Source: an optimization exercise on an open RTL-to-GDS flow (aim: small area, a short achievable clock period and few clock cycles per item). Production flows keep margins and buffers that such runs may drop.
In this exercise RTL edits were held to simulation tests only and were not proved equivalent to the original.
Not every run is shown, and edits may drop behaviour that the tests do not exercise.

## flow/design.v in outline (module list and top-level ports)
// module evaluate: 146 lines
// module judgeChessForm: 189 lines
// module aiGo: 2450 lines
module aiGo(reset,clk,humanIn,enable,AIOut,finish,x,y);
  // ...
==> flow/flow/run.sh <==
#!/bin/bash
# Layout flow: the standard ORFS flow (standard.sh) with two changes.
#  1. Synthesis is the standard flow's synthesis script unchanged, except that Yosys's final
#     technology mapping call (abc) uses flow/abc.script, an area-oriented ABC
#     script, in place of ORFS's. Registers are untouched: abc maps only the
#     combinational logic, after dfflibmap. ADDER_MAP_FILE is left empty, so
#     adders stay plain gates for ABC instead of being extracted into adder cells.
#  2. Timing repair (repair_timing, in floorplan, CTS and global routing) aims
#     for SETUP_SLACK_MARGIN ns of setup slack at the design's clock period.
# The SDC, the clock period and every other setting are the standard flow's.
# Each tool's full output: orfs/logs/... (per ORFS step) and flow_make.log here.
set -euo pipefail
W=$(pwd)
MARGIN=$(cat "$W/flow/margin.txt")
{
  echo 'proc abc {args} {'
  echo '  set i [lsearch -exact $args -script]'
  echo "  if {\$i >= 0} { lset args [expr {\$i + 1}] {$W/flow/abc.script} }"
  echo '  yosys abc {*}$args'
  echo '}'
  cat "$W/synth_recipe.tcl"
} > "$W/flow_synth.tcl"
bash "$W/standard.sh" SYNTH_SCRIPT="$W/flow_synth.tcl" ADDER_MAP_FILE= SETUP_SLACK_MARGIN="$MARGIN" finish > "$W/flow_make.log" 2>&1
==> flow/flow/abc.script <==
strash
dch -f
amap
topo
==> flow/flow/margin.txt <==
8.0
==> flow/standard.sh <==
#!/bin/bash
# synth_recipe.tcl (not shown) runs the flow's synth.tcl, then flattens the netlist and writes it again
# the make line also repeats each setting of config.mk as NAME=value (left out here)
make -C /OpenROAD-flow-scripts/flow DESIGN_CONFIG=/design/flow/config.mk WORK_HOME=/design/flow/orfs CLKGATE_MAP_FILE= SYNTH_SCRIPT=/design/flow/synth_recipe.tcl "${@:-finish}"
==> flow/config.mk <==
export PLATFORM = sky130hd
export DESIGN_NAME = aiGo
export DESIGN_NICKNAME = aiGo
export VERILOG_FILES = /design/flow/design.v
export SDC_FILE = /design/flow/constraint.sdc
export NUM_CORES = 4
export LEC_CHECK = 0
export CAP_MARGIN = 20
export CORE_MARGIN = 2
export CORE_UTILIZATION = 45
export PLACE_DENSITY = 0.6
export SLEW_MARGIN = 20
==> flow/constraint.sdc <==
create_clock -name core_clock -period 14.0 [get_ports {clk}]
set_input_delay 2.8000 -clock core_clock [delete_from_list [all_inputs] [get_ports {clk}]]
set_output_delay 2.8000 -clock core_clock [all_outputs]
set_load 0.01 [all_outputs]
Fig. 1: run 1, metal 3
Scale: 1 px per um.
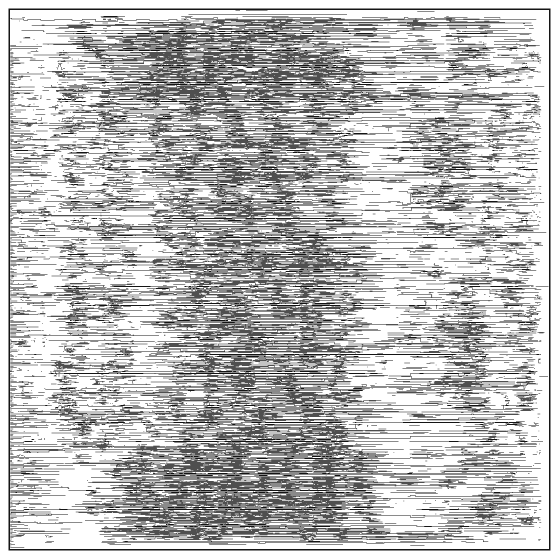
The layer holds 19% of the routed length. The layer carries 168 mm of wire. 4694 nets have wire on it.

Fig. 2: run 1, register map, names as in the netlist
Scale: 1 px per um.
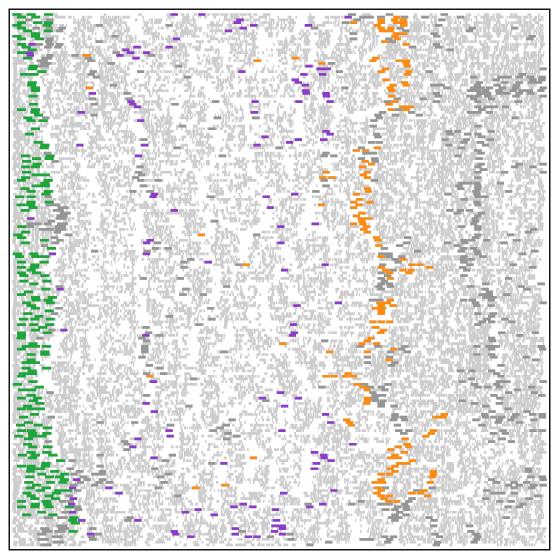
Green shows AI, sequential cells 225, where a vertical strip on the left. Orange shows kfA, sequential cells 180. Purple shows Wh, sequential cells 135.
Another 650 sequential cells are not colored.

Fig. 3: run 1, congestion heat map
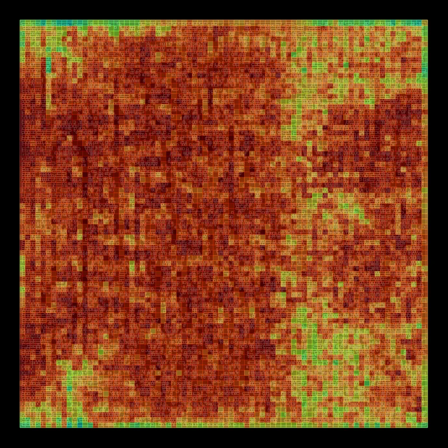
global router's overall resource usage: 57.3%
Routed WL per cell: 32.6 um

==> flow_summary.ini, run 1 <==
[finish]
multi_input_area_mm2 = 0.0929
finish.net_count = 23124
area_occupied_by_registers_mm2 = 0.0252
synthToLayoutAreaGrowth_pct = 17.1
largest_register_ffs = 225
layout.cells.most_common = nor2_1
layout.cells.most_common_list = 4742 x nor2_1, 3202 x clkinv_1, 2294 x o21ai_0
fin_util_pct = 52.9
layout.filler_cells = 29021
drive_above_1_share_pct = 5.23
post-route-cell-area_mm2 = 0.151

[drt]
highest_layer_used_for_signal_routing = met5
postRouteWirelength_um = 885000
met3WireLength_um = 168000
met1Wirelength_um = 294000
drt_pass1_iterations = 17
total_number_of_vias = 194644
wl_met2_um = 313000
drt_drc_violations_left = 0
drt-initial-drc-count = 34693
antenna_left = 0
post_drt_via_cell_ratio = 7.18

[timing]
fin_crit_sh_pct = 46.3
worst_case_clock_skew_ns = 0.102
timing_worst_slew_pin_value_ns = 1.80
hold_viol_final = 0
maxSlewHeadroom_pct = -21.1
finalCriticalPeriod_ns = 6.48
setup_viol = 0
fin_setup_tns_ns = 0
max_clock_freq_mhz = 154
grt_setup_unrepaired = yes
slew_viol_final = 95
final.hold.worst_slack_ns = 0.328

[clock_network]
holdBufCountCts = 0
htree_levels = 4
cts.sinks = 1190
clock_tree.root_cell = clkbuf_16
cts_tree = built
insertion_delay_ns = 0.96
maximum_clock_path_buffer_count = 4
cts.clk_slew.worst_paths_ns = 0.06
number_of_clock_buffers_inserted_by_tritoncts = 155

[synth]
share_of_the_yosys_chip_area_belonging_to_registers_pct = 19.5
post_synth_and_or_nand_nor_area_fraction_pct = 29.1
yosys-mux-area-fraction_pct = 0
synth_area_per_cell_um2 = 5.96
synth_nets = 21846
synth-xor-area-share_pct = 0
synth-compound-area-share_pct = 41.9
yosys_most_used_dff = dfxtp_1
synth-adder-area-share_pct = 0
synth-async-reset-ratio_pct = 19.2
number_of_enable_flip_flop_cells_after_synthesis = 21
synth_warnings = 1
synth.ff_latch_count = 1190
synth_instances = 21618
synth.cell_area_mm2 = 0.129
largest_family_of_logic_cells_by_synthesized_area = compound AO/OA/AOI/OAI gates
post_synth_num_cell_types = 61

[worst_setup_path]
timing.critical_path.from_type = register
critical_path_type = reg -> reg
ff2ff_path_depth = 14
timing.critical_path.required_ns = 14.48
endpoint_type_of_the_worst_setup_path = register
critPathMaxFanout = 26
worstPathArrival_ns = 6.96
reg2reg_slack_ns = 7.52

[die]
floorplan.io_pins = 462
chipHeight_um = 539
dieArea_mm2 = 0.290
placement_rows = 196
floorplan.core_area_mm2 = 0.285
initial_utilization_pct = 45.2
die_x_um = 539

[grt]
first_global_vias = 169759
globalRoute.busiestLayer = met2
grt_pass1_wl_um = 1220000
global_route.usage.met3_pct = 38.0
grt.met2_usage_pct = 73.3
grt_util_met1_pct = 61.8
grt_start_max_net_pins = 131
grt_antenna_before_repair = 193
total_congestion_overflow_after_global_routing = 0

[placement]
area_of_placed_instances_mm2 = 0.143
detailed_place_hpwl_um = 679000
portBuffers = 461
globalplace.congestion = 1.24

[hold_path]
hold_class = reg -> reg
min_path_cells = 0

[status]
checkFailReasons = capacitance limit, slew limit
status = complete, but fails checks

[flow_run]
max-cap-violations = 9
Testbench counts for the RTL of run 1, summed over its fixed seeds: cycles 27,392, moves 1,472.
[run 1: metrics by stage]
step,worst slack [ns],std cells
5_1_grt,7.83,26922
6_report,7.52,27123
3_3_place_gp,7.31,26460
2_1_floorplan,3.68,21618
3_5_place_dp,7.30,26465
4_1_cts,8.00,26750
[run 1: cell usage after synthesis, drive strengths merged (105+ instances only)]
cell type  count  share of area, %
nor2b        203              0.99
a22oi        330               1.9
o32ai        231               1.6
or2          212               1.0
a21oi       1525               5.9
o21a         480               2.8
or3          139              0.68
nor4         200              0.97
o21ai       2426               9.4
nor2        4770                14
dfxtp        941                15
dfrtp        226               4.4
a31oi        390               1.9
o22a         105              0.71
a32oi        113              0.77
o311ai       118              0.80
nor3        1333               5.2
a211oi       147              0.86
nand2       1491               4.3
o31ai        135              0.79
a221oi       122              0.83
nand3        301               1.2
o22ai        917               4.5
o221ai       327               2.2
clkinv      3227               9.4
o211ai       257               1.5
o21bai       127              0.74
[run 1: timing repair]
item | CTS | global route
endpoints found under the hold margin | 0 | 0
resized for setup | 32 | 204
pin swaps | 2 | 15
gates cloned | 3 | 4
setup endpoints to repair | 184 | 289
buffers inserted | 2 | 17
[run 1: worst max-delay path, stage by stage (launching register included)]
cell and delay [ns]:
dfxtp_2 0.31, buf_4 0.50, clkinv_1 0.79, nor3_1 0.49
clkinv_1 0.56, nor2_1 0.38, clkinv_1 0.17, o32ai_1 0.13
buf_4 0.20, clkinv_1 0.10, nor2_1 0.15, a31oi_1 0.08
o32ai_1 0.35, a311o_1 0.90, o21ai_1 0.88
[run 1: kinds of logic (layout without fill, tap and decap cells)]
kind of cell,Yosys count,in the layout
other cells,0,342
simple gates,8807,8813
buf+inv,3228,4623
compound gates,8393,8393
flops,1190,1190
[run 1: final cells by class]
cell class,instances,area share [%]
antenna,342,0.568
clock buffer,187,2.79
multi-input combinational,17206,61.6
tap,3762,3.12
clock inverter,93,0.773
timing repair buffer,1115,6.35
sequential,1190,16.7
timing repair inverter,1,0.00332
inverter,3227,8.07
Fig. 4: run 1, placement by cell class
Scale: 1 px per um.
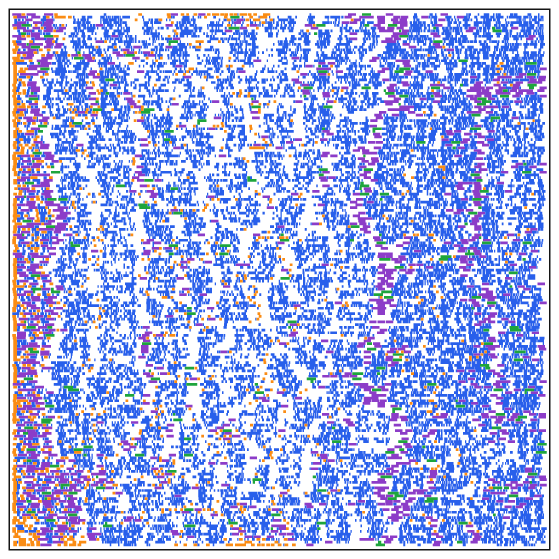

==> inputs of run 2 (changes only) <==
==> flow/flow/abc.script (replaced) <==
strash
dch -f
amap
topo
stime -c
buffer -c
upsize -c
dnsize -c
stime -c
--- a/flow/config.mk
+++ b/flow/config.mk
@@ -7,6 +7,7 @@
 export LEC_CHECK = 0
+export ABC_CLOCK_PERIOD_IN_PS = 4500
 export CAP_MARGIN = 20
 export CORE_MARGIN = 2
-export CORE_UTILIZATION = 45
-export PLACE_DENSITY = 0.6
+export CORE_UTILIZATION = 35
+export PLACE_DENSITY = 0.5
 export SLEW_MARGIN = 20
Fig. 5: run 2, placement by cell class
Scale: 1 px per um.
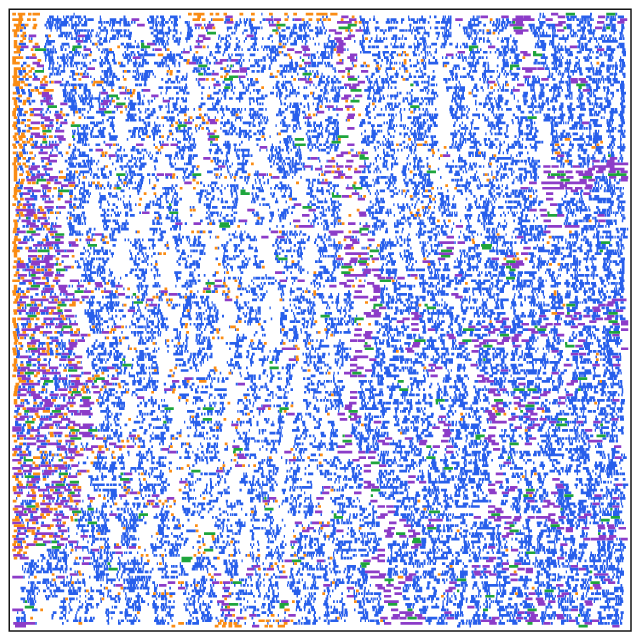
Purple shows registers, cells 1190, share of their area 17%. Orange shows remaining buffers and delay cells, cells 1120, share of their area 6.6%. Blue shows remaining logic cells, cells 20427, share of their area 72%. Green shows clock drivers and dummy loads, cells 301, share of their area 3.9%.

Fig. 6: run 2, register map, names as in the netlist
Scale: 1 px per um.
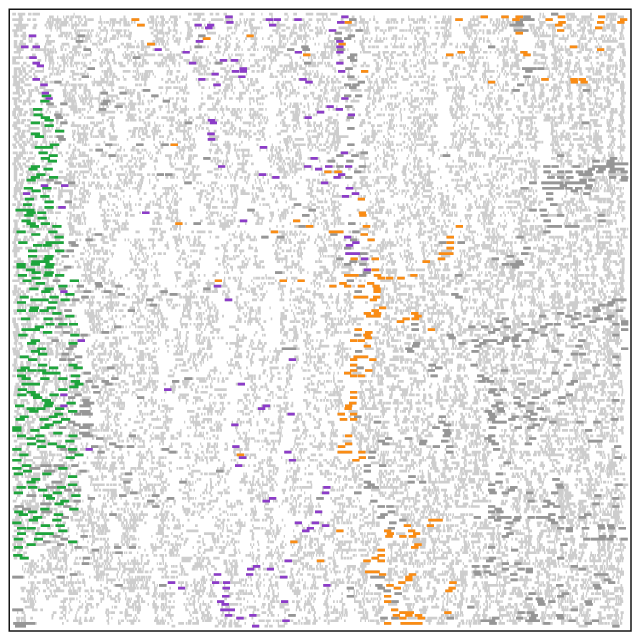
Purple shows Wh, sequential cells 135. Green shows AI, sequential cells 225. Orange shows kfA, sequential cells 180.
Another 650 sequential cells are not colored.

==> run 2 against run 1 <==
  * The run now finishes clean
  * Wire length grew 6.9%
  * Non-clock buffer count up 5
  * Critical path type unchanged
  * Count of clock-buffer cells in the layout up 27
  * Cell area is 1.6% higher
  * First-iteration DRC count down 23%
  * Via count decreased by 4.3%
==> flow_summary.ini, run 2 <==
[status]
status = finished clean

[synth]
synthDominantCellAreaShare_pct = 14.2
post_synth_num_cell_types = 96
synth_instances = 22410
number_of_enable_flip_flop_cells_after_synthesis = 21
netlist_top_cells_count = 4740 x nor2_1, 2959 x inv_1, 2095 x o21ai_0, 1510 x a21oi_1, 1481 x nand2_1
share_of_the_yosys_chip_area_belonging_to_registers_pct = 18.9
synth.largest_area_cell = dfxtp_1
ys_top_cells_by_area = dfxtp_1 14%, nor2_1 13%, inv_1 8.4%
synth-async-reset-ratio_pct = 19.2
synthMostInstantiatedCell = nor2_1
synth_nets = 22638
synth.ff_latch_count = 1190
synth.cell_area_mm2 = 0.133
synth_area_per_cell_um2 = 5.93
synth_warnings = 1
yosys_most_used_dff = dfxtp_1

[grt]
grt_antenna_before_repair = 171
gr-usage-all-layers_pct = 46.7
grt_start_max_net_pins = 136
grt_pass1_wl_um = 1290000
total_congestion_overflow_after_global_routing = 0
first_global_vias = 166913

[timing]
final.hold.worst_slack_ns = 0.328
timing_worst_slew_pin_value_ns = 1.44
setup_viol = 0
worst_case_clock_skew_ns = 0.0875
grt_setup_unrepaired = yes
fin_crit_sh_pct = 42.4
slew_viol_final = 0
maxSlewHeadroom_pct = 4.01
max_clock_freq_mhz = 168
fin_setup_tns_ns = 0
hold_viol_final = 0
finalCriticalPeriod_ns = 5.94

[worst_setup_path]
worstPathArrival_ns = 6.55
reg2reg_slack_ns = 8.06
endpoint_type_of_the_worst_setup_path = register
ff2ff_path_depth = 10
critical_path_type = reg -> reg
timing.critical_path.required_ns = 14.61
timing.critical_path.from_type = register
critPathMaxFanout = 7

[clock_network]
cts_tree = built
cts.sinks = 1190
htree_levels = 4
insertion_delay_ns = 0.98
clock_tree.root_cell = clkbuf_16
maximum_clock_path_buffer_count = 4
cts.clk_slew.worst_paths_ns = 0.06
post-cts-setup-buffer-count = 0
number_of_clock_buffers_inserted_by_tritoncts = 166
holdBufCountCts = 0
cts_resized = 0

[finish]
largest_register_ffs = 225
layout.cells.most_common_list = 4735 x nor2_1, 2955 x inv_1, 2036 x o21ai_0
drive_above_1_share_pct = 7.55
layout.cells.most_common = nor2_1
post-route-cell-area_mm2 = 0.153
fin_cells = 28429
finish.net_count = 23133
layout.filler_cells = 41594
synthToLayoutAreaGrowth_pct = 15.3

[flow_run]
max-cap-violations = 0

[hold_path]
min_path_cells = 0
hold_class = reg -> reg

[drt]
postRouteWirelength_um = 946000
drt_pass1_iterations = 10
total_number_of_vias = 186320
antenna_left = 0
drt-initial-drc-count = 26852
detail_route.wl_per_cell_um = 33.3
post_drt_via_cell_ratio = 6.55
drt_drc_violations_left = 0

[placement]
place.detailed.instances = 27745
area_of_placed_instances_mm2 = 0.146
portBuffers = 461
detailed_place_hpwl_um = 750000
globalplace.congestion = 1.10

[die]
floorplan.core_area_mm2 = 0.379
floorplan.io_pins = 462
placement_rows = 226
die_x_um = 620
initial_utilization_pct = 35.1
dieArea_mm2 = 0.385
chipHeight_um = 620
==> run 2: cell types whose count changed in the layout (fill, tap and decap cells not counted), sizes merged <==
cell,change
or3,-1
nand2,-1
nand3b,-3
nor2b,-1
and2b,+1
diode,+33
clkbuf,+25
clkinv,-3078
clkinvlp,-4
bufinv,-5
nand3,-1
buf,+7
inv,+3080
==> run 2: layer usage <==
metal / track usage, % / share of wire, %
met5: 0.985 / 0.071
met2: 63.9 / 38
met1: 55.2 / 37
met3: 20.4 / 14
met4: 39.8 / 10
==> run 2: critical path, cell delays in order (launching register included) <==
cell	delay (ns)
dfxtp_1	0.51
inv_1	0.61
nand3_1	0.90
o21ai_0	0.63
o21ai_0	0.14
a21oi_1	0.49
inv_1	0.29
nor3_1	0.30
nor2_1	0.07
o311ai_1	0.96
o21ai_0	0.71
==> run 2: cells by family after synthesis <==
logic type / share of synthesized area [%]
simple gates: 28.5
compound gates: 41.1
buf+inv: 11.5
flops: 18.9
==> run 2: through the flow <==
| step | util, % | worst slack (ns) |
|---|---|---|
| floorplan | - | 9.41 |
| global placement | 38.6 | 7.08 |
| detailed placement | 38.7 | 7.80 |
| CTS | 40.1 | 8.06 |
| global route | 40.3 | 7.86 |
| finish | 40.5 | 8.06 |
==> run 2: area by class of cell <==
cell class	count	area [um2]	area share, %
Clock buffer	214	4600	3.01
Antenna cell	375	938	0.612
Timing Repair Buffer	1120	9670	6.31
Sequential cell	1190	25200	16.4
Inverter	3227	12100	7.93
Tap cell	5016	6280	4.10
Clock inverter	87	1030	0.674
Multi-Input combinational cell	17200	93400	60.9
Fig. 7: run 2, metal 3
Scale: 1 px per um.
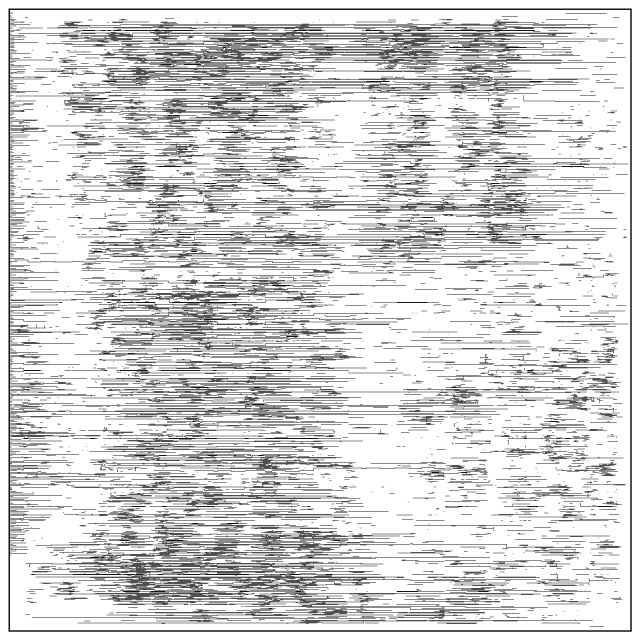

==> inputs of run 3 (changes only) <==
==> flow/flow/abc.script (replaced) <==
strash
dch -f
amap
topo
--- a/flow/config.mk
+++ b/flow/config.mk
@@ -7,4 +7,3 @@
 export LEC_CHECK = 0
-export ABC_CLOCK_PERIOD_IN_PS = 4500
-export CAP_MARGIN = 20
+export CAP_MARGIN = 35
 export CORE_MARGIN = 2
@@ -12,2 +11,2 @@
 export PLACE_DENSITY = 0.5
-export SLEW_MARGIN = 20
+export SLEW_MARGIN = 35
Fig. 8: run 3, metal 3
Scale: 1 px per um.
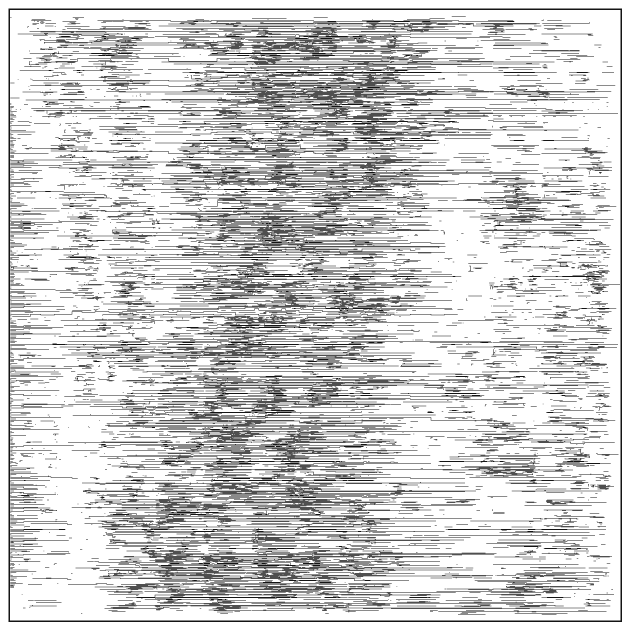
The layer holds 16% of the routed length. The layer carries 149 mm of wire.

Fig. 9: run 3, register map, names as in the netlist
Scale: 1 px per um.
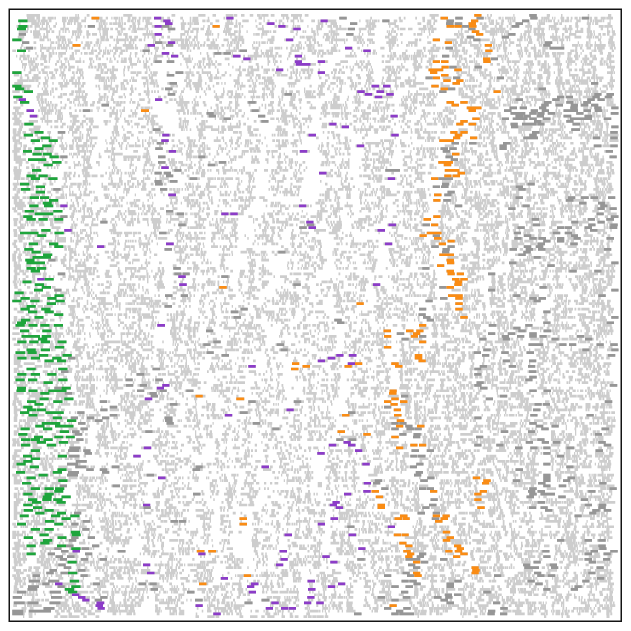
fraction of the core area covered by cells at the end of the flow: 42.0%
register share of the cell area: 16.4%
area occupied by registers: 0.0252 mm2

==> run 3 against run 2 <==
  * Cell count is 0.74% lower
  * First-iteration DRC count is 1.0% lower
  * Clock skew rose by 0.0055 ns
  * Global-route usage rose by 1.3 points
  * Highest routed layer unchanged
  * Still clean
  * Critical path type unchanged
==> flow_summary.ini, run 3 <==
[status]
status = finished clean

[timing]
worst_case_clock_skew_ns = 0.0930
fin_setup_tns_ns = 0
slew_viol_final = 0
finalCriticalPeriod_ns = 6.28
hold_viol_final = 0
final.hold.worst_slack_ns = 0.325
grt_setup_unrepaired = yes
fin_crit_sh_pct = 44.9
maxSlewHeadroom_pct = 18.3
max_clock_freq_mhz = 159
setup_viol = 0
timing_worst_slew_pin_value_ns = 1.21

[clock_network]
number_of_clock_buffers_inserted_by_tritoncts = 167
cts.sinks = 1190
cts_tree = built
insertion_delay_ns = 0.95
maximum_clock_path_buffer_count = 4
clock_tree.root_cell = clkbuf_16
holdBufCountCts = 0
htree_levels = 4
cts.clk_slew.worst_paths_ns = 0.06

[die]
dieArea_mm2 = 0.373
die_x_um = 611
floorplan.io_pins = 462
floorplan.core_area_mm2 = 0.366
placement_rows = 222
chipHeight_um = 611
initial_utilization_pct = 35.2

[drt]
postRouteWirelength_um = 947000
detail_route.wl_per_cell_um = 33.6
antenna_left = 0
drt-initial-drc-count = 26583
post_drt_via_cell_ratio = 6.69
drt_drc_violations_left = 0
drt_pass1_iterations = 8
total_number_of_vias = 188706

[finish]
synthToLayoutAreaGrowth_pct = 19.4
finish.net_count = 23221
largest_register_ffs = 225
layout.cells.most_common_list = 4739 x nor2_1, 3195 x clkinv_1, 2239 x o21ai_0
layout.cells.most_common = nor2_1
post-route-cell-area_mm2 = 0.154
layout.filler_cells = 39977
drive_above_1_share_pct = 5.96

[worst_setup_path]
critical_path.cell_chain = clkinv_1 > buf_4 > buf_4 > nor3_2 > buf_4 > clkinv_1 > nor2_1 > clkinv_1 > o221ai_1 > clkinv_1 > nor3_1 > a31oi_1 > o32ai_1 > nand3_1 > o311ai_1 > o21ai_0
worst_path_largest_cell_delay_ns = 0.78
worst-path-stages = 16
critical_path_type = reg -> reg
timing.critical_path.required_ns = 14.60
timing.critical_path.from_type = register
ff2ff_path_depth = 16
timing.critical_path.mode_cell = clkinv_1
worstPathBufferInverterCount = 7
worstPathArrival_ns = 6.88
cpLargestDelayFamily = buffers and inverters
reg2reg_slack_ns = 7.72
critPathMaxFanout = 12
cpMaxStageDelayCell = nor3_2
endpoint_type_of_the_worst_setup_path = register

[synth]
number_of_enable_flip_flop_cells_after_synthesis = 21
synth-async-reset-ratio_pct = 19.2
synth.largest_area_cell = dfxtp_1
synth_instances = 21618
post_synth_num_cell_types = 61
synth.ff_latch_count = 1190
share_of_the_yosys_chip_area_belonging_to_registers_pct = 19.5
synth.cell_area_mm2 = 0.129
yosys_most_used_dff = dfxtp_1
netlist_top_cells_count = 4770 x nor2_1, 3227 x clkinv_1, 2426 x o21ai_0, 1525 x a21oi_1, 1491 x nand2_1
synth_nets = 21846
synthDominantCellAreaShare_pct = 14.6
ys_top_cells_by_area = dfxtp_1 15%, nor2_1 14%, o21ai_0 9.4%
synth_area_per_cell_um2 = 5.96
synthMostInstantiatedCell = nor2_1
synth_warnings = 1

[grt]
grt_start_max_net_pins = 134
grt_antenna_before_repair = 186
first_global_vias = 167253
grt_pass1_wl_um = 1290000
total_congestion_overflow_after_global_routing = 0
gr-usage-all-layers_pct = 48.0

[placement]
globalplace.congestion = 1.14
detailed_place_hpwl_um = 749000
area_of_placed_instances_mm2 = 0.146
portBuffers = 461

[flow_run]
max-cap-violations = 0

[hold_path]
hold_class = reg -> reg
min_path_cells = 0
==> run 3: cell count changes in the layout (fill, tap and decap cells not counted), moves of 31 or more <==
cell | previous run | this run
or2_2 | 206 | 0
a31o_1 | 1 | 61
buf_4 | 643 | 716
or2_0 | 1 | 206
diode_2 | 375 | 276
o21ai_0 | 2036 | 2239
clkinv_1 | 121 | 3195
inv_2 | 142 | 18
a31o_2 | 61 | 1
o21ai_1 | 325 | 123
nor3_2 | 106 | 75
inv_1 | 2955 | 0
==> run 3: layout make-up <==
cell class / count / area (um2) / area share, %
Clock buffer: 209 / 4690 / 3.05
Timing Repair Buffer: 1203 / 10400 / 6.74
Clock inverter: 94 / 1310 / 0.852
Multi-Input combinational cell: 17204 / 93300 / 60.7
Tap cell: 4816 / 6030 / 3.92
Inverter: 3227 / 12200 / 7.91
Antenna cell: 276 / 691 / 0.449
Sequential cell: 1190 / 25200 / 16.4
==> run 3: worst reg2reg max path, stage by stage, from the launching register on <==
cell and delay, ns:
dfxtp_1 0.32, clkinv_1 0.27, buf_4 0.40, buf_4 0.29, nor3_2 0.79, buf_4 0.34, clkinv_1 0.69, nor2_1 0.49
clkinv_1 0.14, o221ai_1 0.21, clkinv_1 0.17, nor3_1 0.25, a31oi_1 0.11, o32ai_1 0.42, nand3_1 0.14, o311ai_1 0.34
o21ai_0 0.63
==> run 3: routing by layer <==
layer	up-vias	share of wire [%]	track usage [%]	routed length, um
li1	82630	-	-	-
met1	87803	37	56.2	349000
met2	14467	37	64.0	353000
met3	3656	16	24.9	149000
met4	150	9.9	39.5	93900
met5	-	0.20	1.86	1890
==> run 3: timing repair <==
action | CTS | global route
cloned | 0 | 4
resized for setup | 33 | 169
endpoints found under the setup margin | 194 | 246
endpoints found under the hold margin | 0 | 0
pin swaps | 0 | 9
setup buffers | 1 | 12
==> run 3: cells by family (layout without fill, tap and decap cells) <==
group	after synthesis	after routing	synth area share, %
buffers and inverters	3228	4733	9.41
DFF	1190	1190	19.5
other	0	276	0
and+or+nand+nor	8807	8811	29.1
AOI/OAI and AO/OA	8393	8393	41.9
==> run 3: per-stage QoR <==
stage | utilization (%) | worst slack (ns) | instances
floorplan | - | 3.68 | 21618
global placement | 39.8 | 7.29 | 27602
detailed placement | 39.9 | 7.57 | 27617
CTS | 41.6 | 8.00 | 27921
global route | 41.9 | 7.97 | 28005
finish | 42.0 | 7.72 | 28219
Fig. 10: run 3, placement by cell class
Scale: 1 px per um.
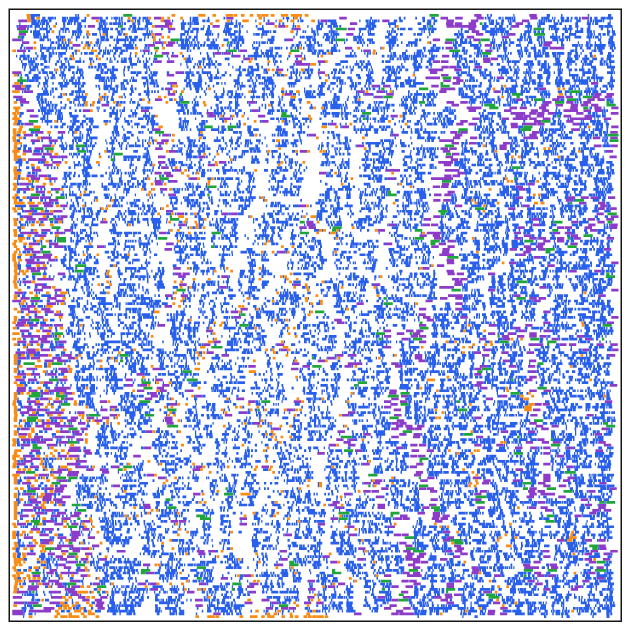

==> inputs of run 4 (changes only) <==
==> flow/flow/abc.script (replaced) <==
strash
dch -f
amap
topo
stime -c
buffer -c
upsize -c
dnsize -c
stime -c
==> flow/flow/margin.txt (replaced) <==
8.3
--- a/flow/config.mk
+++ b/flow/config.mk
@@ -7,2 +7,3 @@
 export LEC_CHECK = 0
+export ABC_CLOCK_PERIOD_IN_PS = 3500
 export CAP_MARGIN = 35
Fig. 11: run 4, placement by cell class
Scale: 1 px per um.
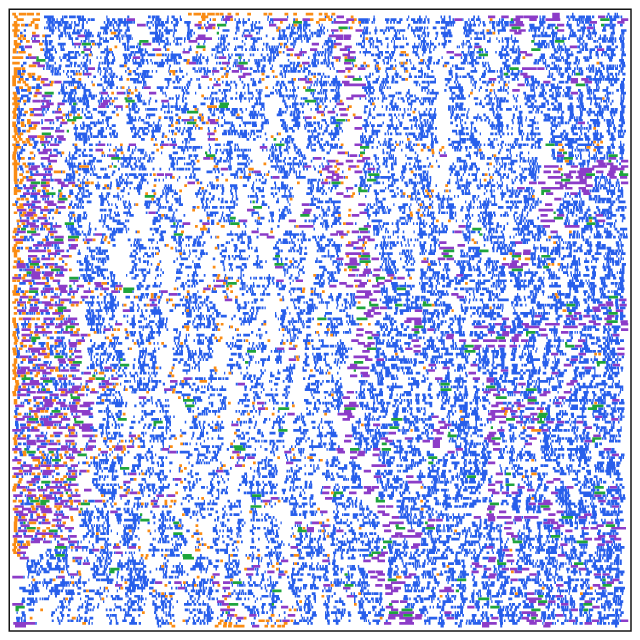
number of rows in the core area: 226
design area: 0.154 mm2

==> run 4 against run 3 <==
  * Largest cell class unchanged
  * Cell count is 0.82% higher
  * Critical endpoint is now kfA[103]
  * Sequential cell count stayed put
  * Still clean on timing, DRC and antenna
  * Critical path type unchanged
==> flow_summary.ini, run 4 <==
[timing]
fin_crit_sh_pct = 40.6
fin_setup_tns_ns = 0
maxSlewHeadroom_pct = 21.7
setup_viol = 0
hold_viol_final = 0
worst_case_clock_skew_ns = 0.0839
finalCriticalPeriod_ns = 5.68
grt_setup_unrepaired = no
timing_worst_slew_pin_value_ns = 1.17
max_clock_freq_mhz = 176

[clock_network]
htree_levels = 4
number_of_clock_buffers_inserted_by_tritoncts = 168
maximum_clock_path_buffer_count = 4
cts.clk_slew.worst_paths_ns = 0.06
clock_tree.root_cell = clkbuf_16
insertion_delay_ns = 0.99
cts_tree = built
cts.sinks = 1190

[grt]
gr-usage-all-layers_pct = 46.7
grt_pass1_wl_um = 1290000
grt_start_max_net_pins = 136
total_congestion_overflow_after_global_routing = 0
first_global_vias = 167148

[die]
floorplan.core_area_mm2 = 0.379
chipHeight_um = 620
floorplan.io_pins = 462
initial_utilization_pct = 35.1
die_x_um = 620
dieArea_mm2 = 0.385

[worst_setup_path]
endpoint_type_of_the_worst_setup_path = register
worstPathBufferInverterCount = 3
critical_path_type = reg -> reg
reg2reg_slack_ns = 8.32
timing.critical_path.from_type = register
worst_path_largest_cell_delay_ns = 1.00
worst-path-stages = 16
timing.critical_path.required_ns = 14.68
cpLargestDelayFamily = compound AO/OA/AOI/OAI gates
cpMaxStageDelayCell = nand3_2
worstPathArrival_ns = 6.35
ff2ff_path_depth = 16
critPathMaxFanout = 9

[synth]
synth_instances = 22410
synth.largest_area_cell = dfxtp_1
share_of_the_yosys_chip_area_belonging_to_registers_pct = 18.9
yosys_most_used_dff = dfxtp_1
synthMostInstantiatedCell = nor2_1
synth_warnings = 1
post_synth_num_cell_types = 96
synth_area_per_cell_um2 = 5.93
netlist_top_cells_count = 4740 x nor2_1, 2959 x inv_1, 2095 x o21ai_0, 1510 x a21oi_1, 1481 x nand2_1
synth.ff_latch_count = 1190
synth_nets = 22638
ys_top_cells_by_area = dfxtp_1 14%, nor2_1 13%, inv_1 8.4%
synthDominantCellAreaShare_pct = 14.2
synth-async-reset-ratio_pct = 19.2

[finish]
area_occupied_by_registers_mm2 = 0.0253
largest_register_ffs = 225
layout.filler_cells = 41415
multi_input_area_mm2 = 0.0938
fin_cells = 28451
drive_above_1_share_pct = 8.13
finish.net_count = 23159
layout.cells.most_common_list = 4727 x nor2_1, 2950 x inv_1, 1982 x o21ai_0

[drt]
postRouteWirelength_um = 949000
drt_drc_violations_left = 0
drt-initial-drc-count = 26273
antenna_left = 0
total_number_of_vias = 186895
detail_route.wl_per_cell_um = 33.3

[flow_run]
max-cap-violations = 0

[placement]
detailed_place_hpwl_um = 751000
portBuffers = 461
place.detailed.instances = 27760

[hold_path]
min_path_cells = 0
hold_class = reg -> reg

[status]
status = finished clean
Fig. 12: run 4, register map, names as in the netlist
Scale: 1 px per um.
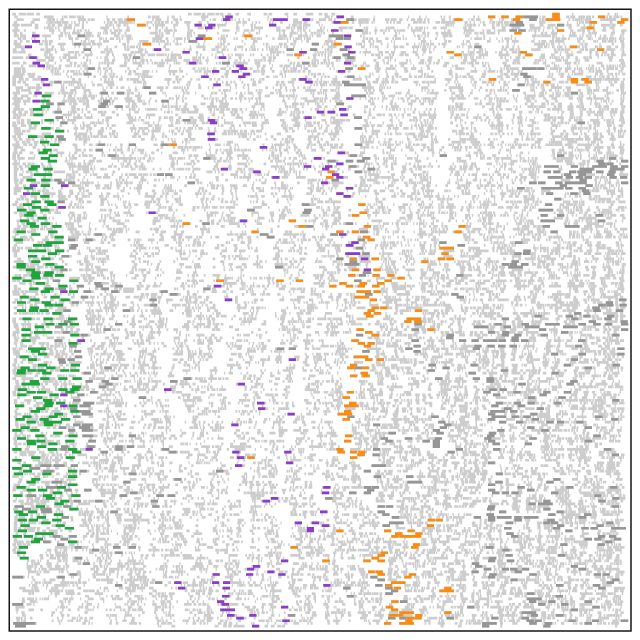
Green shows AI, sequential cells 225. Orange shows kfA, sequential cells 180. Purple shows Wh, sequential cells 135.
Another 650 sequential cells are not colored.

==> run 4: cell types whose count changed after synthesis, moves of 36 or more <==
cell / before / now
a31o_1: 62 / 1
a31o_2: 0 / 61
buf_1: 1 / 47
clkbuf_1: 0 / 688
clkinv_1: 3227 / 124
inv_1: 0 / 2959
inv_2: 0 / 139
nor3_1: 1333 / 1297
o21ai_0: 2426 / 2095
o21ai_1: 0 / 282
o21ai_2: 0 / 47
or2_0: 212 / 1
or2_2: 0 / 206
==> run 4: per-stage QoR <==
stage	hold WS, ns	area (um2)	setup slack [ns]	util, %
2_1_floorplan	0.310	133000	9.41	-
3_3_place_gp	0.311	146000	7.08	38.6
3_5_place_dp	0.312	147000	8.00	38.7
4_1_cts	0.333	153000	8.36	40.3
5_1_grt	0.342	154000	8.18	40.6
6_report	0.334	154000	8.32	40.7
==> run 4: what timing repair did <==
item	4_1_cts	5_1_grt
setup endpoints to repair	12	241
pin swaps	1	7
buffers inserted	0	8
gates resized for setup	5	116
gates cloned	0	5
==> run 4: kinds of logic after synthesis <==
group                  Yosys count  share of synthesized area [%]
AOI/OAI and AO/OA             8393                           41.1
and+or+nand+nor               8807                           28.5
buffers and inverters         4020                           11.5
DFF                           1190                           18.9
==> run 4: cell type report <==
class / instances / share of cell area, %
tap: 5016 / 4.07
antenna: 369 / 0.599
inverter: 3227 / 7.88
clock inverter: 102 / 0.906
clock buffer: 203 / 2.94
timing repair buffer: 1139 / 6.40
sequential: 1190 / 16.4
multi-input combinational: 17205 / 60.8
==> run 4: layer usage <==
layer / GRT usage, % / share of wire, % / vias to the layer above
li1: - / - / 81955
met1: 55.1 / 37 / 87526
met2: 64.4 / 38 / 13934
met3: 20.3 / 14 / 3375
met4: 39.6 / 10 / 105
met5: 0.114 / 0.093 / -
Fig. 13: run 4, metal 3
Scale: 1 px per um.
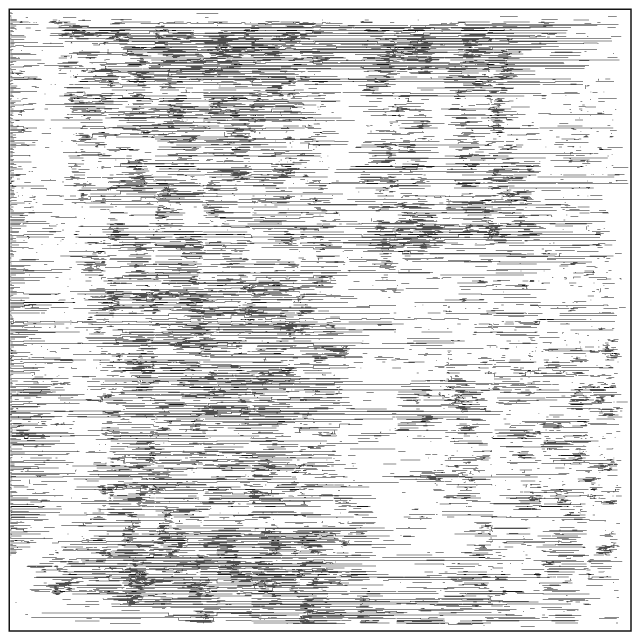

==> inputs of run 5 (changes only) <==
--- a/flow/design.v
+++ b/flow/design.v
@@ -345,3 +345,2 @@
 reg [4:0] ph;             
-reg [4:0] wc;             
 assign AIOut = AI;
@@ -2736,3 +2735,3 @@
       fin_o <= 1'b0;
-    end else if (wc == 5'd18) begin
+    end else if (ph == 5'd18) begin
       fin <= 1'b1;
@@ -2748,5 +2747,32 @@
       y <= 4'd7;
-    end else if (!fin && wc == 5'd18) begin
-      x <= mr;
-      y <= mc;
+    end else if (fin) begin
+      ph <= 5'd1;
+      Wh <= {humanIn[74:0], 60'd0};
+      Wa <= {AI[74:0], 60'd0};
+      Wv <= 9'b111110000;
+    end else begin
+      ph <= ph + 5'd1;
+      Wh <= {nh, Wh[134:15]};
+      Wa <= {na, Wa[134:15]};
+      Wv <= {nv, Wv[8:1]};
+      kv <= E[74:60];
+      kfA <= {fAd14, fAc14, fAb14, fAa14, fAd13, fAc13, fAb13, fAa13, fAd12, fAc12, fAb12, fAa12, fAd11, fAc11, fAb11, fAa11, fAd10, fAc10, fAb10, fAa10, fAd9, fAc9, fAb9, fAa9, fAd8, fAc8, fAb8, fAa8, fAd7, fAc7, fAb7, fAa7, fAd6, fAc6, fAb6, fAa6, fAd5, fAc5, fAb5, fAa5, fAd4, fAc4, fAb4, fAa4, fAd3, fAc3, fAb3, fAa3, fAd2, fAc2, fAb2, fAa2, fAd1, fAc1, fAb1, fAa1, fAd0, fAc0, fAb0, fAa0};
+      kfH <= {fHd14, fHc14, fHb14, fHa14, fHd13, fHc13, fHb13, fHa13, fHd12, fHc12, fHb12, fHa12, fHd11, fHc11, fHb11, fHa11, fHd10, fHc10, fHb10, fHa10, fHd9, fHc9, fHb9, fHa9, fHd8, fHc8, fHb8, fHa8, fHd7, fHc7, fHb7, fHa7, fHd6, fHc6, fHb6, fHa6, fHd5, fHc5, fHb5, fHa5, fHd4, fHc4, fHb4, fHa4, fHd3, fHc3, fHb3, fHa3, fHd2, fHc2, fHb2, fHa2, fHd1, fHc1, fHb1, fHa1, fHd0, fHc0, fHb0, fHa0};
+      krow <= ph[3:0] - 4'd1;
+      pA <= {gA3, gA2, gA1, gA0};
+      pD <= {gD3, gD2, gD1, gD0};
+      piA <= {giA3, giA2, giA1, giA0};
+      piD <= {giD3, giD2, giD1, giD0};
+      prow <= krow;
+      if (ph <= 5'd2) begin
+        bA[24] <= 1'b0;
+        bD[24] <= 1'b0;
+      end else begin
+        bA <= nA; bAr <= nAr; bAc <= nAc;
+        bD <= nD; bDr <= nDr; bDc <= nDc;
+      end
+      if (ph == 5'd18) begin
+        x <= mr;
+        y <= mc;
+      end
     end
@@ -2754,32 +2780,2 @@
 end
-always @(posedge clk) begin
-  if (enable) begin
-    if (fin) wc <= 5'd1;
-    else if (wc != 5'd18) wc <= wc + 5'd1;
-  end
-end
-always @(posedge clk) begin
-  if (enable && fin) begin
-    ph <= 5'd1;
-    Wh <= {humanIn[74:0], 60'd0};
-    Wa <= {AI[74:0], 60'd0};
-    Wv <= 9'b111110000;
-  end else begin
-    if (ph != 5'd18) ph <= ph + 5'd1;
-    Wh <= {nh, Wh[134:15]};
-    Wa <= {na, Wa[134:15]};
-    Wv <= {nv, Wv[8:1]};
-  end
-  kv <= E[74:60];
-  kfA <= {fAd14, fAc14, fAb14, fAa14, fAd13, fAc13, fAb13, fAa13, fAd12, fAc12, fAb12, fAa12, fAd11, fAc11, fAb11, fAa11, fAd10, fAc10, fAb10, fAa10, fAd9, fAc9, fAb9, fAa9, fAd8, fAc8, fAb8, fAa8, fAd7, fAc7, fAb7, fAa7, fAd6, fAc6, fAb6, fAa6, fAd5, fAc5, fAb5, fAa5, fAd4, fAc4, fAb4, fAa4, fAd3, fAc3, fAb3, fAa3, fAd2, fAc2, fAb2, fAa2, fAd1, fAc1, fAb1, fAa1, fAd0, fAc0, fAb0, fAa0};
-  kfH <= {fHd14, fHc14, fHb14, fHa14, fHd13, fHc13, fHb13, fHa13, fHd12, fHc12, fHb12, fHa12, fHd11, fHc11, fHb11, fHa11, fHd10, fHc10, fHb10, fHa10, fHd9, fHc9, fHb9, fHa9, fHd8, fHc8, fHb8, fHa8, fHd7, fHc7, fHb7, fHa7, fHd6, fHc6, fHb6, fHa6, fHd5, fHc5, fHb5, fHa5, fHd4, fHc4, fHb4, fHa4, fHd3, fHc3, fHb3, fHa3, fHd2, fHc2, fHb2, fHa2, fHd1, fHc1, fHb1, fHa1, fHd0, fHc0, fHb0, fHa0};
-  krow <= ph[3:0] - 4'd1;
-  pA <= {gA3, gA2, gA1, gA0};
-  pD <= {gD3, gD2, gD1, gD0};
-  piA <= {giA3, giA2, giA1, giA0};
-  piD <= {giD3, giD2, giD1, giD0};
-  prow <= krow;
-  bA <= {nA[24] & (ph > 5'd2), nA[23:0]}; bAr <= nAr; bAc <= nAc;
-  bD <= {nD[24] & (ph > 5'd2), nD[23:0]}; bDr <= nDr; bDc <= nDc;
-end
 endmodule
==> flow/flow/abc.script (replaced) <==
strash
dch -f
amap
topo
==> flow/flow/margin.txt (replaced) <==
8.0
--- a/flow/config.mk
+++ b/flow/config.mk
@@ -7,4 +7,3 @@
 export LEC_CHECK = 0
-export ABC_CLOCK_PERIOD_IN_PS = 3500
-export CAP_MARGIN = 35
+export CAP_MARGIN = 20
 export CORE_MARGIN = 2
@@ -12,2 +11,2 @@
 export PLACE_DENSITY = 0.5
-export SLEW_MARGIN = 35
+export SLEW_MARGIN = 20
Fig. 14: run 5, metal 3
Scale: 1 px per um.
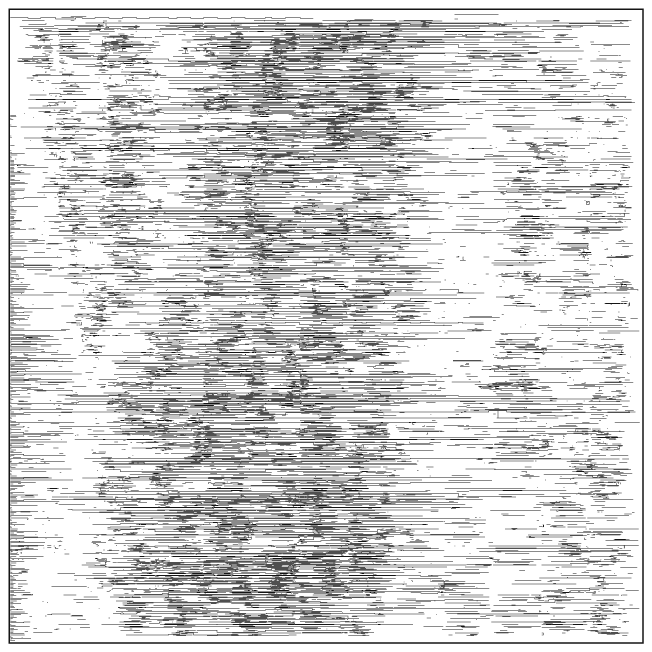
The longest straight run is 427 um. The wires run mostly horizontal. 4062 nets have wire on it. The layer holds 15% of the routed length.

==> run 5 against run 4 <==
  * Utilization up 0.87 points
  * Count of clock-buffer cells in the layout down 14
  * Critical path depth shrank 3
  * Cell area grew 5.9%
  * Global-route usage is essentially flat
  * Clock skew rose by 0.050 ns
  * Highest routed layer unchanged
  * Still clean on timing, DRC and antenna
  * Largest cell class unchanged
==> flow_summary.ini, run 5 <==
[status]
status = finished clean

[clock_network]
cts.clk_slew.worst_paths_ns = 0.07
htree_levels = 4
insertion_delay_ns = 1.01
holdBufCountCts = 0
clock_tree.root_cell = clkbuf_16
number_of_clock_buffers_inserted_by_tritoncts = 164
cts_tree = built

[placement]
portBuffers = 461
place_worst_setup_slack_ns = 7.32
detailed_place_hpwl_um = 774000
globalplace.congestion = 1.12

[synth]
post_synth_num_cell_types = 64
synth.largest_area_cell = edfxtp_1
synth.ff_latch_count = 1185
post_synth_and_or_nand_nor_area_fraction_pct = 27.3
synthDominantCellAreaShare_pct = 20.8
synth-compound-area-share_pct = 39.1
synth.cell_area_mm2 = 0.138
netlist_top_cells_count = 4826 x nor2_1, 3194 x clkinv_1, 2388 x o21ai_0, 1561 x a21oi_1, 1498 x nand2_1
share_of_the_yosys_chip_area_belonging_to_registers_pct = 24.9
synth_instances = 21644
synth_area_per_cell_um2 = 6.38
yosys_most_used_dff = edfxtp_1
synthMostInstantiatedCell = nor2_1
largest_family_of_logic_cells_by_synthesized_area = compound AO/OA/AOI/OAI gates
synth-xor-area-share_pct = 0
number_of_enable_flip_flop_cells_after_synthesis = 957
synth-adder-area-share_pct = 0
synth_warnings = 1
ys_top_cells_by_area = edfxtp_1 21%, nor2_1 13%, clkinv_1 8.7%

[finish]
layout.filler_cells = 42053
layout.cells.most_common = nor2_1
multi_input_area_mm2 = 0.0936
finish.net_count = 23280
area_occupied_by_registers_mm2 = 0.0344
synthToLayoutAreaGrowth_pct = 18.2
drive_above_1_share_pct = 5.98

[hold_path]
min_path_cells = 0
hold_class = reg -> reg

[worst_setup_path]
cpMaxStageDelayCell = o311ai_1
worstPathArrival_ns = 6.82
timing.critical_path.required_ns = 14.48
critical_path.cell_chain = clkinv_1 > buf_4 > nor3_1 > buf_4 > clkinvlp_4 > nand2_1 > o21ai_0 > a21oi_1 > clkinv_1 > nor3_1 > nor2_1 > o311ai_1 > o21ai_0
reg2reg_slack_ns = 7.66
ff2ff_path_depth = 13
endpoint_type_of_the_worst_setup_path = register
critPathMaxFanout = 14
timing.critical_path.from_type = register
critical_path_type = reg -> reg
worst_path_largest_cell_delay_ns = 1.08

[timing]
postLayoutSetupSlackWorst_ns = 7.66
fin_setup_tns_ns = 0
worst_case_clock_skew_ns = 0.134
maxSlewHeadroom_pct = 6.82
max_clock_freq_mhz = 158
timing_worst_slew_pin_value_ns = 1.38
fin_crit_sh_pct = 45.3
setup_viol = 0
finalCriticalPeriod_ns = 6.34

[die]
chipHeight_um = 632
dieArea_mm2 = 0.400
die_x_um = 632
placement_rows = 230
floorplan.io_pins = 462
initial_utilization_pct = 35.2
floorplan.core_area_mm2 = 0.393

[drt]
antenna_left = 0
drt_drc_violations_left = 0
post_drt_via_cell_ratio = 6.69
drt_pass1_iterations = 11
drt-initial-drc-count = 27605
total_number_of_vias = 191146

[grt]
grt_antenna_before_repair = 177
total_congestion_overflow_after_global_routing = 0
grt_pass1_wl_um = 1330000
grt_start_max_net_pins = 154

[flow_run]
max-cap-violations = 0
Testbench counts for the RTL of run 5, summed over its fixed seeds: cycles 27,392, moves 1,472.
Fig. 15: run 5, congestion heat map
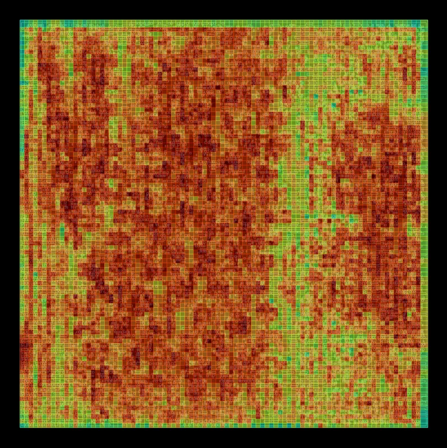
Routed WL per cell: 34.4 um
fraction of the core area covered by cells at the end of the flow: 41.6%
met1 layer usage reported by global route: 55.1%
global router's overall resource usage: 46.7%
met2 track demand over resource: 62.7%

[run 5: changes by cell type after synthesis, moves of 61 or more]
cell,delta
clkinv_1,+3070
inv_1,-2959
dfxtp_1,-941
edfxtp_1,+936
clkbuf_1,-688
o21ai_0,+293
o21ai_1,-282
or2_2,-206
or2_0,+203
inv_2,-139
nor2_1,+86
a31o_1,+66
a31o_2,-61
[run 5: cell type report]
cell class	instances	share of cell area, %
multi-input combinational	17270	57.3
sequential	1185	21.1
inverter	3194	7.38
timing repair buffer	1236	6.55
tap	5220	4.00
clock buffer	189	2.63
clock inverter	107	0.774
antenna	172	0.264
timing repair inverter	1	0.00307
[run 5: logic make-up after synthesis]
kind of cell / count (synthesis)
and+or+nand+nor: 8871
buffers and inverters: 3195
AOI/OAI and AO/OA: 8393
DFF: 1185
[run 5: metrics by stage]
stage	util [%]	hold WS, ns	cells	area, um2
detailed placement	39.7	0.405	28049	156000
CTS	41.1	0.347	28355	161000
global placement	39.6	0.408	28041	156000
floorplan	-	0.400	21644	138000
finish	41.6	0.328	28574	163000
global route	41.5	0.350	28433	163000
[run 5: worst max-delay path: cells and delay by family, from the launching register on]
family,cells,cell delay [ns]
simple gates,4,1.24
flops,1,0.34
buf+inv,5,1.81
compound gates,4,2.36
[run 5: metal layers]
metal	vias to the layer above	GRT usage (%)	part of all wire [%]
li1	83507	-	-
met1	89867	55.1	37
met2	14178	62.7	38
met3	3484	23.2	15
met4	110	38.7	10
met5	-	0.338	0.11
[run 5: timing repair]
item	in CTS	in global routing
pin swaps	2	16
setup endpoints to repair	356	458
buffers inserted	9	36
gates resized for setup	45	242
gates cloned	1	6

[static timing again, ports no longer ideal]
The flow's constraints put no driver on any port. The routed layouts listed below were extracted and timed again, unchanged, in two steps. Step 1, drivers: a clkbuf_16 drives clk and a buf_2 each remaining input, both assumed. Step 2 also shifts input and output timing later by t, the mid clock arrival at the registers, as if the neighbouring blocks saw the same clock. a / b / c = ideal / step 1 / step 2; a / b = the first two.
run | shift t [ns] | setup slack, ns | clock arrival spread, ns
run 1 | 1.031 | 7.516 / 7.516 / 7.340 | 0.102 / 0.103
run 2 | 1.067 | 8.059 / 8.059 / 7.528 | 0.093 / 0.093
run 3 | 1.034 | 7.719 / 7.719 / 7.719 | 0.099 / 0.099
run 4 | 1.083 | 8.323 / 8.323 / 7.873 | 0.102 / 0.102
run 5 | 1.077 | 7.657 / 7.657 / 7.124 | 0.142 / 0.141
For run 5, which loses most, drivers alone change the setup slack by 0.000 ns; drivers and shift together by -0.533 ns.
